Context: an optimization exercise on an open-source flow, tuned for small area and few clock cycles. The choices shown serve that exercise and are no tape-out recipe.
The RTL was checked by simulation tests, not by an equivalence proof against the original design.
Power is estimated from default activity; no workload was simulated.

$ cat design/flow/design.v
`timescale 1ns/1ps
module rv32i_cpu(
  input clk,
  input reset,
  output [31:0] imem_addr,
  input [31:0] imem_rdata,
  output mem_we,
  output [31:0] mem_addr,
  output [31:0] mem_wdata,
  output [3:0] mem_wmask,
  input [31:0] mem_rdata,
  output [31:0] pc_debug
);
reg [31:0] pc;
assign pc_debug = pc;
assign imem_addr = pc;
reg [31:0] regs[0:31];
reg [31:0] csr_mtvec;
reg [31:0] csr_mcause;
wire [11:0] csr_addr = imem_rdata[31:20];
reg [31:0] csr_rdata;
reg csr_we;
reg [31:0] csr_wdata;
reg ecall;
wire [6:0] opcode = imem_rdata[6:0];
wire [4:0] rd = imem_rdata[11:7];
wire [2:0] funct3 = imem_rdata[14:12];
wire [4:0] rs1 = imem_rdata[19:15];
wire [4:0] rs2 = imem_rdata[24:20];
wire [6:0] funct7 = imem_rdata[31:25];
wire [31:0] rs1_val = (rs1 == 0) ? 32'b0 : regs[rs1];
wire [31:0] rs2_val = (rs2 == 0) ? 32'b0 : regs[rs2];
wire [31:0] imm_i = {{20{imem_rdata[31]}}, imem_rdata[31:20]};
wire [31:0] imm_s = {{20{imem_rdata[31]}}, imem_rdata[31:25], imem_rdata[11:7]};
wire [31:0] imm_b = {{19{imem_rdata[31]}}, imem_rdata[31], imem_rdata[7], imem_rdata[30:25], imem_rdata[11:8], 1'b0};
wire [31:0] imm_u = {imem_rdata[31:12], 12'b0};
wire [31:0] imm_j = {{11{imem_rdata[31]}}, imem_rdata[31], imem_rdata[19:12], imem_rdata[20], imem_rdata[30:21], 1'b0};
reg [31:0] next_pc;
reg reg_we;
reg [31:0] reg_wdata;
reg mem_we_r;
reg [3:0] mem_wmask_r;
reg [31:0] mem_addr_r;
reg [31:0] mem_wdata_r;
assign mem_we = mem_we_r;
assign mem_wmask = mem_wmask_r;
assign mem_addr = mem_addr_r;
assign mem_wdata = mem_wdata_r;
reg [31:0] alu_a;
reg [31:0] alu_b;
reg [31:0] alu_out;
wire [7:0] load_b0 = mem_rdata[7:0];
wire [7:0] load_b1 = mem_rdata[15:8];
wire [7:0] load_b2 = mem_rdata[23:16];
wire [7:0] load_b3 = mem_rdata[31:24];
wire [15:0] load_h = {load_b1, load_b0};
reg [31:0] load_rdata;
function [31:0] csr_read;
  input [11:0] addr;
  begin
    case (addr)
      12'h305: csr_read = csr_mtvec;
      12'h342: csr_read = csr_mcause;
      12'hF14: csr_read = 32'b0;
      default: csr_read = 32'b0;
    endcase
  end
endfunction
always @* begin
  case (funct3)
    3'b000: load_rdata = {{24{load_b0[7]}}, load_b0};  
    3'b100: load_rdata = {24'b0, load_b0};  
    3'b001: load_rdata = {{16{load_h[15]}}, load_h};  
    3'b101: load_rdata = {16'b0, load_h};  
    3'b010: load_rdata = {load_b3, load_b2, load_b1, load_b0};  
    default: load_rdata = {load_b3, load_b2, load_b1, load_b0};
  endcase
end
always @* begin
  next_pc = pc + 32'd4;
  reg_we = 1'b0;
  reg_wdata = 32'b0;
  mem_we_r = 1'b0;
  mem_wmask_r = 4'b0000;
  mem_addr_r = 32'b0;
  mem_wdata_r = rs2_val;
  csr_we = 1'b0;
  csr_wdata = 32'b0;
  ecall = 1'b0;
  csr_rdata = 32'b0;
  alu_a = rs1_val;
  alu_b = rs2_val;
  alu_out = 32'b0;
  case (opcode)
    7'b0110111: begin
      reg_we = 1'b1;
      reg_wdata = imm_u;
    end
    7'b0010111: begin
      reg_we = 1'b1;
      reg_wdata = pc + imm_u;
    end
    7'b1101111: begin
      reg_we = 1'b1;
      reg_wdata = pc + 32'd4;
      next_pc = pc + imm_j;
    end
    7'b1100111: begin
      reg_we = 1'b1;
      reg_wdata = pc + 32'd4;
      next_pc = (rs1_val + imm_i) & ~32'd1;
    end
    7'b1100011: begin
      case (funct3)
        3'b000: if (rs1_val == rs2_val) next_pc = pc + imm_b;  
        3'b001: if (rs1_val != rs2_val) next_pc = pc + imm_b;  
        3'b100: if ($signed(rs1_val) < $signed(rs2_val)) next_pc = pc + imm_b;  
        3'b101: if ($signed(rs1_val) >= $signed(rs2_val)) next_pc = pc + imm_b;  
        3'b110: if (rs1_val < rs2_val) next_pc = pc + imm_b;  
        3'b111: if (rs1_val >= rs2_val) next_pc = pc + imm_b;  
        default: ;
      endcase
    end
    7'b0000011: begin
      mem_addr_r = rs1_val + imm_i;
      reg_we = 1'b1;
      reg_wdata = load_rdata;
    end
    7'b0100011: begin
      mem_addr_r = rs1_val + imm_s;
      mem_we_r = 1'b1;
      case (funct3)
        3'b000: mem_wmask_r = 4'b0001;  
        3'b001: mem_wmask_r = 4'b0011;  
        3'b010: mem_wmask_r = 4'b1111;  
        default: mem_wmask_r = 4'b0000;
      endcase
    end
    7'b0010011: begin
      reg_we = 1'b1;
      alu_a = rs1_val;
      alu_b = imm_i;
      case (funct3)
        3'b000: alu_out = alu_a + alu_b;  
        3'b010: alu_out = ($signed(alu_a) < $signed(alu_b)) ? 32'd1 : 32'd0;  
        3'b011: alu_out = (alu_a < alu_b) ? 32'd1 : 32'd0;  
        3'b100: alu_out = alu_a ^ alu_b;  
        3'b110: alu_out = alu_a | alu_b;  
        3'b111: alu_out = alu_a & alu_b;  
        3'b001: alu_out = alu_a << imem_rdata[24:20];  
        3'b101: begin
          if (funct7 == 7'b0100000)
            alu_out = $signed(alu_a) >>> imem_rdata[24:20];  
          else
            alu_out = alu_a >> imem_rdata[24:20];  
        end
        default: alu_out = 32'b0;
      endcase
      reg_wdata = alu_out;
    end
    7'b0110011: begin
      reg_we = 1'b1;
      alu_a = rs1_val;
      alu_b = rs2_val;
      case (funct3)
        3'b000: begin
          if (funct7 == 7'b0100000)
            alu_out = alu_a - alu_b;  
          else
            alu_out = alu_a + alu_b;  
        end
        3'b001: alu_out = alu_a << alu_b[4:0];  
        3'b010: alu_out = ($signed(alu_a) < $signed(alu_b)) ? 32'd1 : 32'd0;  
        3'b011: alu_out = (alu_a < alu_b) ? 32'd1 : 32'd0;  
        3'b100: alu_out = alu_a ^ alu_b;  
        3'b101: begin
          if (funct7 == 7'b0100000)
            alu_out = $signed(alu_a) >>> alu_b[4:0];  
          else
            alu_out = alu_a >> alu_b[4:0];  
        end
        3'b110: alu_out = alu_a | alu_b;  
        3'b111: alu_out = alu_a & alu_b;  
        default: alu_out = 32'b0;
      endcase
      reg_wdata = alu_out;
    end
    7'b1110011: begin
      csr_rdata = csr_read(csr_addr);
      case (funct3)
        3'b000: begin
          if (imem_rdata[31:20] == 12'b0) begin
            ecall = 1'b1;
            next_pc = csr_mtvec;
          end
        end
        3'b001: begin  
          reg_we = (rd != 0);
          reg_wdata = csr_rdata;
          csr_we = 1'b1;
          csr_wdata = rs1_val;
        end
        3'b010: begin  
          reg_we = (rd != 0);
          reg_wdata = csr_rdata;
          if (rs1 != 0) begin
            csr_we = 1'b1;
            csr_wdata = csr_rdata | rs1_val;
          end
        end
        default: ;
      endcase
    end
    default: begin
    end
  endcase
end
integer i;
always @(posedge clk or posedge reset) begin
  if (reset) begin
    pc <= 32'b0;
    for (i = 0; i < 32; i = i + 1) begin
      regs[i] <= 32'b0;
    end
    csr_mtvec <= 32'b0;
    csr_mcause <= 32'b0;
  end else begin
    pc <= next_pc;
    if (reg_we && (rd != 0)) begin
      regs[rd] <= reg_wdata;
    end
    if (csr_we) begin
      case (csr_addr)
        12'h305: csr_mtvec <= csr_wdata;
        12'h342: csr_mcause <= csr_wdata;
        default: ;
      endcase
    end
    if (ecall) begin
      csr_mcause <= 32'd11;
    end
  end
end
endmodule
$ cat design/flow/run.sh
#!/bin/bash
# synth_recipe.tcl (not shown) runs the flow's synth.tcl, then flattens the netlist and writes it again
# the make line also repeats each setting of config.mk as NAME=value (left out here)
make -C /OpenROAD-flow-scripts/flow DESIGN_CONFIG=/design/flow/config.mk WORK_HOME=/design/flow/orfs CLKGATE_MAP_FILE= SYNTH_SCRIPT=/design/flow/synth_recipe.tcl finish
$ cat design/flow/config.mk
export PLATFORM = sky130hd
export DESIGN_NAME = rv32i_cpu
export DESIGN_NICKNAME = rv32i_cpu
export VERILOG_FILES = /design/flow/design.v
export SDC_FILE = /design/flow/constraint.sdc
export NUM_CORES = 4
export LEC_CHECK = 0
export CAP_MARGIN = 20
export CELL_PAD_IN_SITES_DETAIL_PLACEMENT = 2
export CELL_PAD_IN_SITES_GLOBAL_PLACEMENT = 2
export CORE_MARGIN = 2
export CORE_UTILIZATION = 20
export PLACE_DENSITY = 0.35
export SLEW_MARGIN = 20
$ cat design/flow/constraint.sdc
create_clock -name core_clock -period 14.0 [get_ports {clk}]
set_input_delay 2.8000 -clock core_clock [delete_from_list [all_inputs] [get_ports {clk}]]
set_output_delay 2.8000 -clock core_clock [all_outputs]
set_load 0.01 [all_outputs]
==> images/clocks.png <==
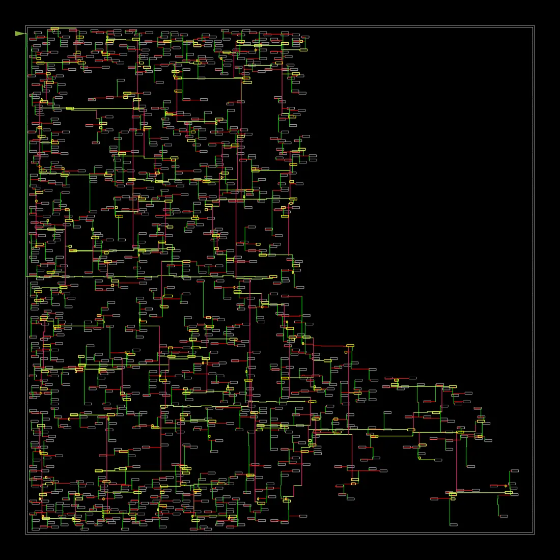
Seq cells: 1,088
Power Clock: 4.17 mW

==> images/layer_met3.png <==
Bar = 200 um.
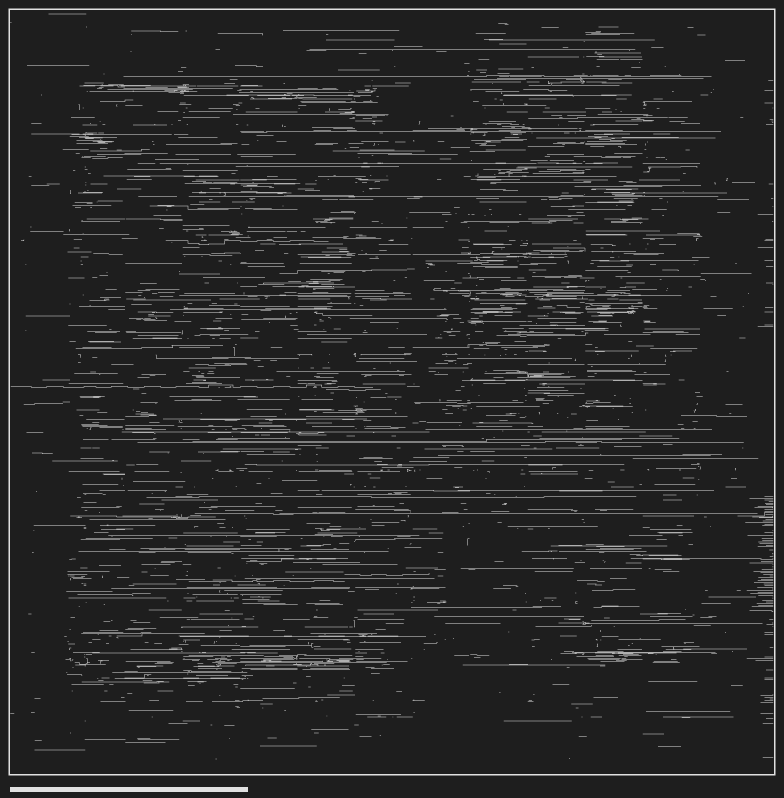
The longest straight run is 444 um. The layer carries 45.8 mm of wire. 1,249 nets have wire on it. The layer holds 5.8% of the routed length.

==> images/flops_by_reg.png <==
Other sequential cells in the stronger gray, the rest of the logic in the fainter gray.
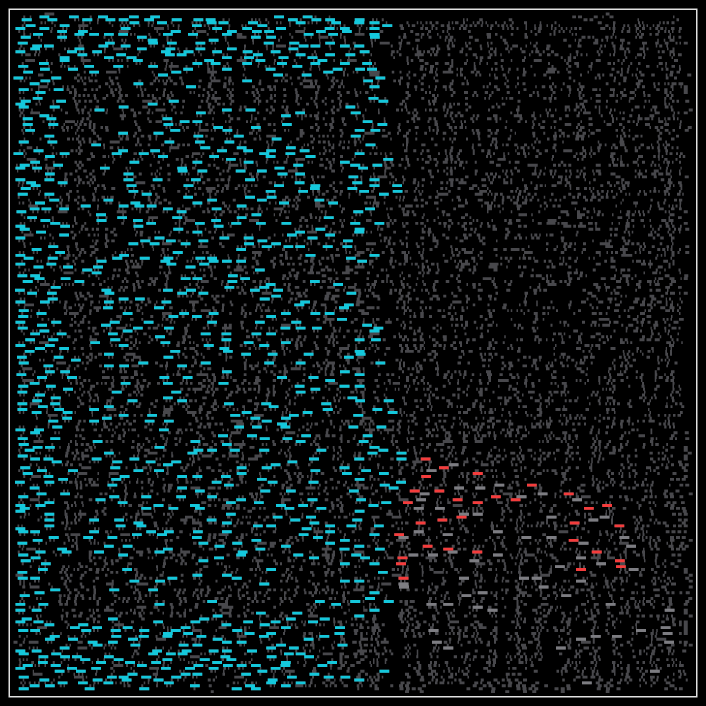
`regs`: drawn in cyan, placed flops 992. `csr_mcause`: drawn in red, placed flops 32.
Another 64 sequential cells are not colored.

==> images/layer_met1.png <==
Bar = 200 um.
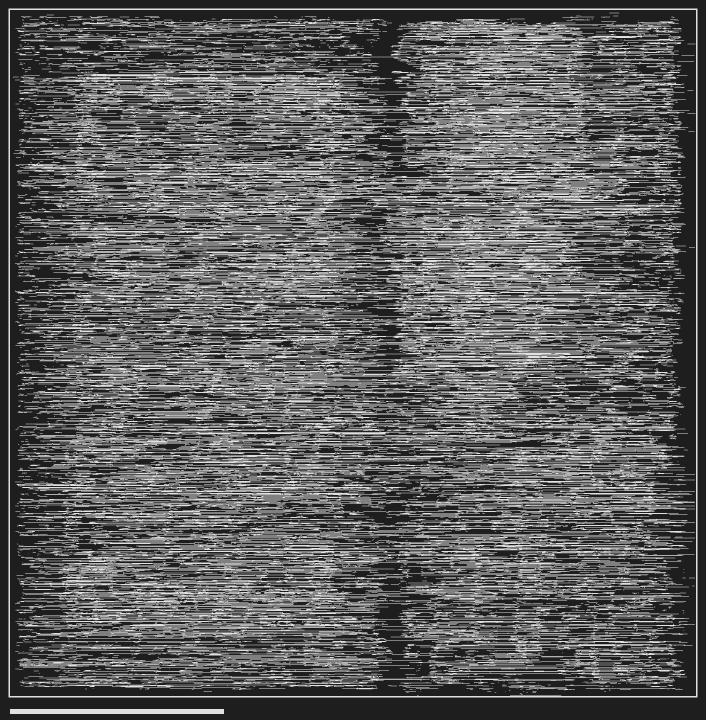
The layer holds 42% of the routed length. The wires run mostly horizontal.
met1 Use GR: 0.477
vias post-DR: 96,400

==> results by group <==
Power and ir drop
  • Leak: 40.4 nW
  • P_int: 6.76 mW
  • Maximum vdd drop: 0.0880 mV
  • Sequential Power Share: 0.325

Min path
  • Hold_sp: csr_mcause[31]$_DFFE_PP0P_
  • Min-Delay Path Depth: 2

Route
  • Routed met3 length: 45,800 um
  • Via density: 6.04
  • Wire per inst: 49.9 um
  • Final ANT Viol Nets: 0
  • DRC errors left: 0

Worst setup path
  • Crit path launch: imem_rdata[15]
  • Crit path top cell by count: buf_4
  • WP data required: 11.20 ns
  • CP cell instances: buf_4 > nand3b_1 > nor2_4 > buf_4 > a2111oi_0 > and4_1 > a21o_1 > nor2_1 > buf_4 > ha_1 > a21oi_1 > o21bai_1 > a21oi_1 > o41ai_1 > a31oi_1 > nor2b_1 > nand2b_1 > a31oi_1 > clkdlybuf4s50_1
  • R2r startpoint: regs[24][5]$_DFFE_PP0P_
  • Crit path kind: in -> out
  • Reg2Reg Depth: 23
  • Critical R2R Capture: regs[8][29]$_DFFE_PP0P_
  • Largest delay share family, worst path: compound AO/OA/AOI/OAI gates
  • Flop2flop setup slack: 5.33 ns

Clocking
  • Worst-skew pair later-pin latency: 0.97 ns
  • H-Tree Depth: 4
  • Root buffer cell: clkbuf_16
  • TritonCTS clock tree: done
  • CTS resizes: 0
  • Clock transition at path regs: 0.05 ns

Logic synthesis
  • Yosys cell types: 119
  • Synth Area in Compound Gates: 0.305
  • Synth Area in Simple Gates: 0.223
  • Main synth FF type: dfrtp_1
  • Synth Area in XOR/XNOR: 0.0171
  • Synth Register Bits: 1,088
  • Post-synthesis sequential area ratio: 0.335
  • Post-synth EDFFs: 0
  • Synth Warn #: 2
  • Area contributors post-synth: dfrtp_1, a21oi_1, nor2_1

Timing
  • Count of final setup violators: 0
  • WHS: 0.510 ns
  • Final Max Tran Viols: 0
  • Max Freq: 0.0753 GHz
  • Final hold violation count: 0
  • Final worst setup slack: 0.718 ns

Global route
  • Remaining global-route overflow: 0
  • Largest net degree at the start of global routing: 134
  • Vias in the first global route: 96,700

Final layout
  • Data buffer area share: 0.0722
  • Final Net Count: 10,700
  • N_diodes: 52
  • Seq/total area: 0.279
  • Nonclk inv count: 177
  • Max reg flops: 992
  • Fraction of area in multi-input gates: 0.518
  • Clock buffer count: 230
  • Sequential cell area: 27,200 um2

Status
  • Status: no timing/DRC/antenna violations

Place
  • RD Place Congestion: 0.963
Testbench counts, summed over its fixed seeds: cycles 43,101.

afterwards: timing with drivers on the ports:
How much do the figures lean on ideal ports? The routed layout below was timed once more, with nothing changed but the port constraints.
Step 1 assumes that a clkbuf_16 drives the clock port and a buf_2 every other input.
Step 2, shift: input delay + t, output delay - t, t = (earliest + latest rising clock arrival at the registers) / 2. This alone moves slack from input paths to output paths.
Slacks: ideal ports / drivers / drivers and shift; pairs: ideal ports / drivers.
shift t [ns]: 1.007
setup slack, ns: 0.718 / 0.688 / 0.688
worst setup path after step 2: input to output
clock arrival spread, ns: 0.105 / 0.106
pins driven straight from the clock port: 1
After both steps this run still meets setup and hold. For this run, drivers alone change the setup slack by -0.030 ns; drivers and shift together by -0.030 ns.
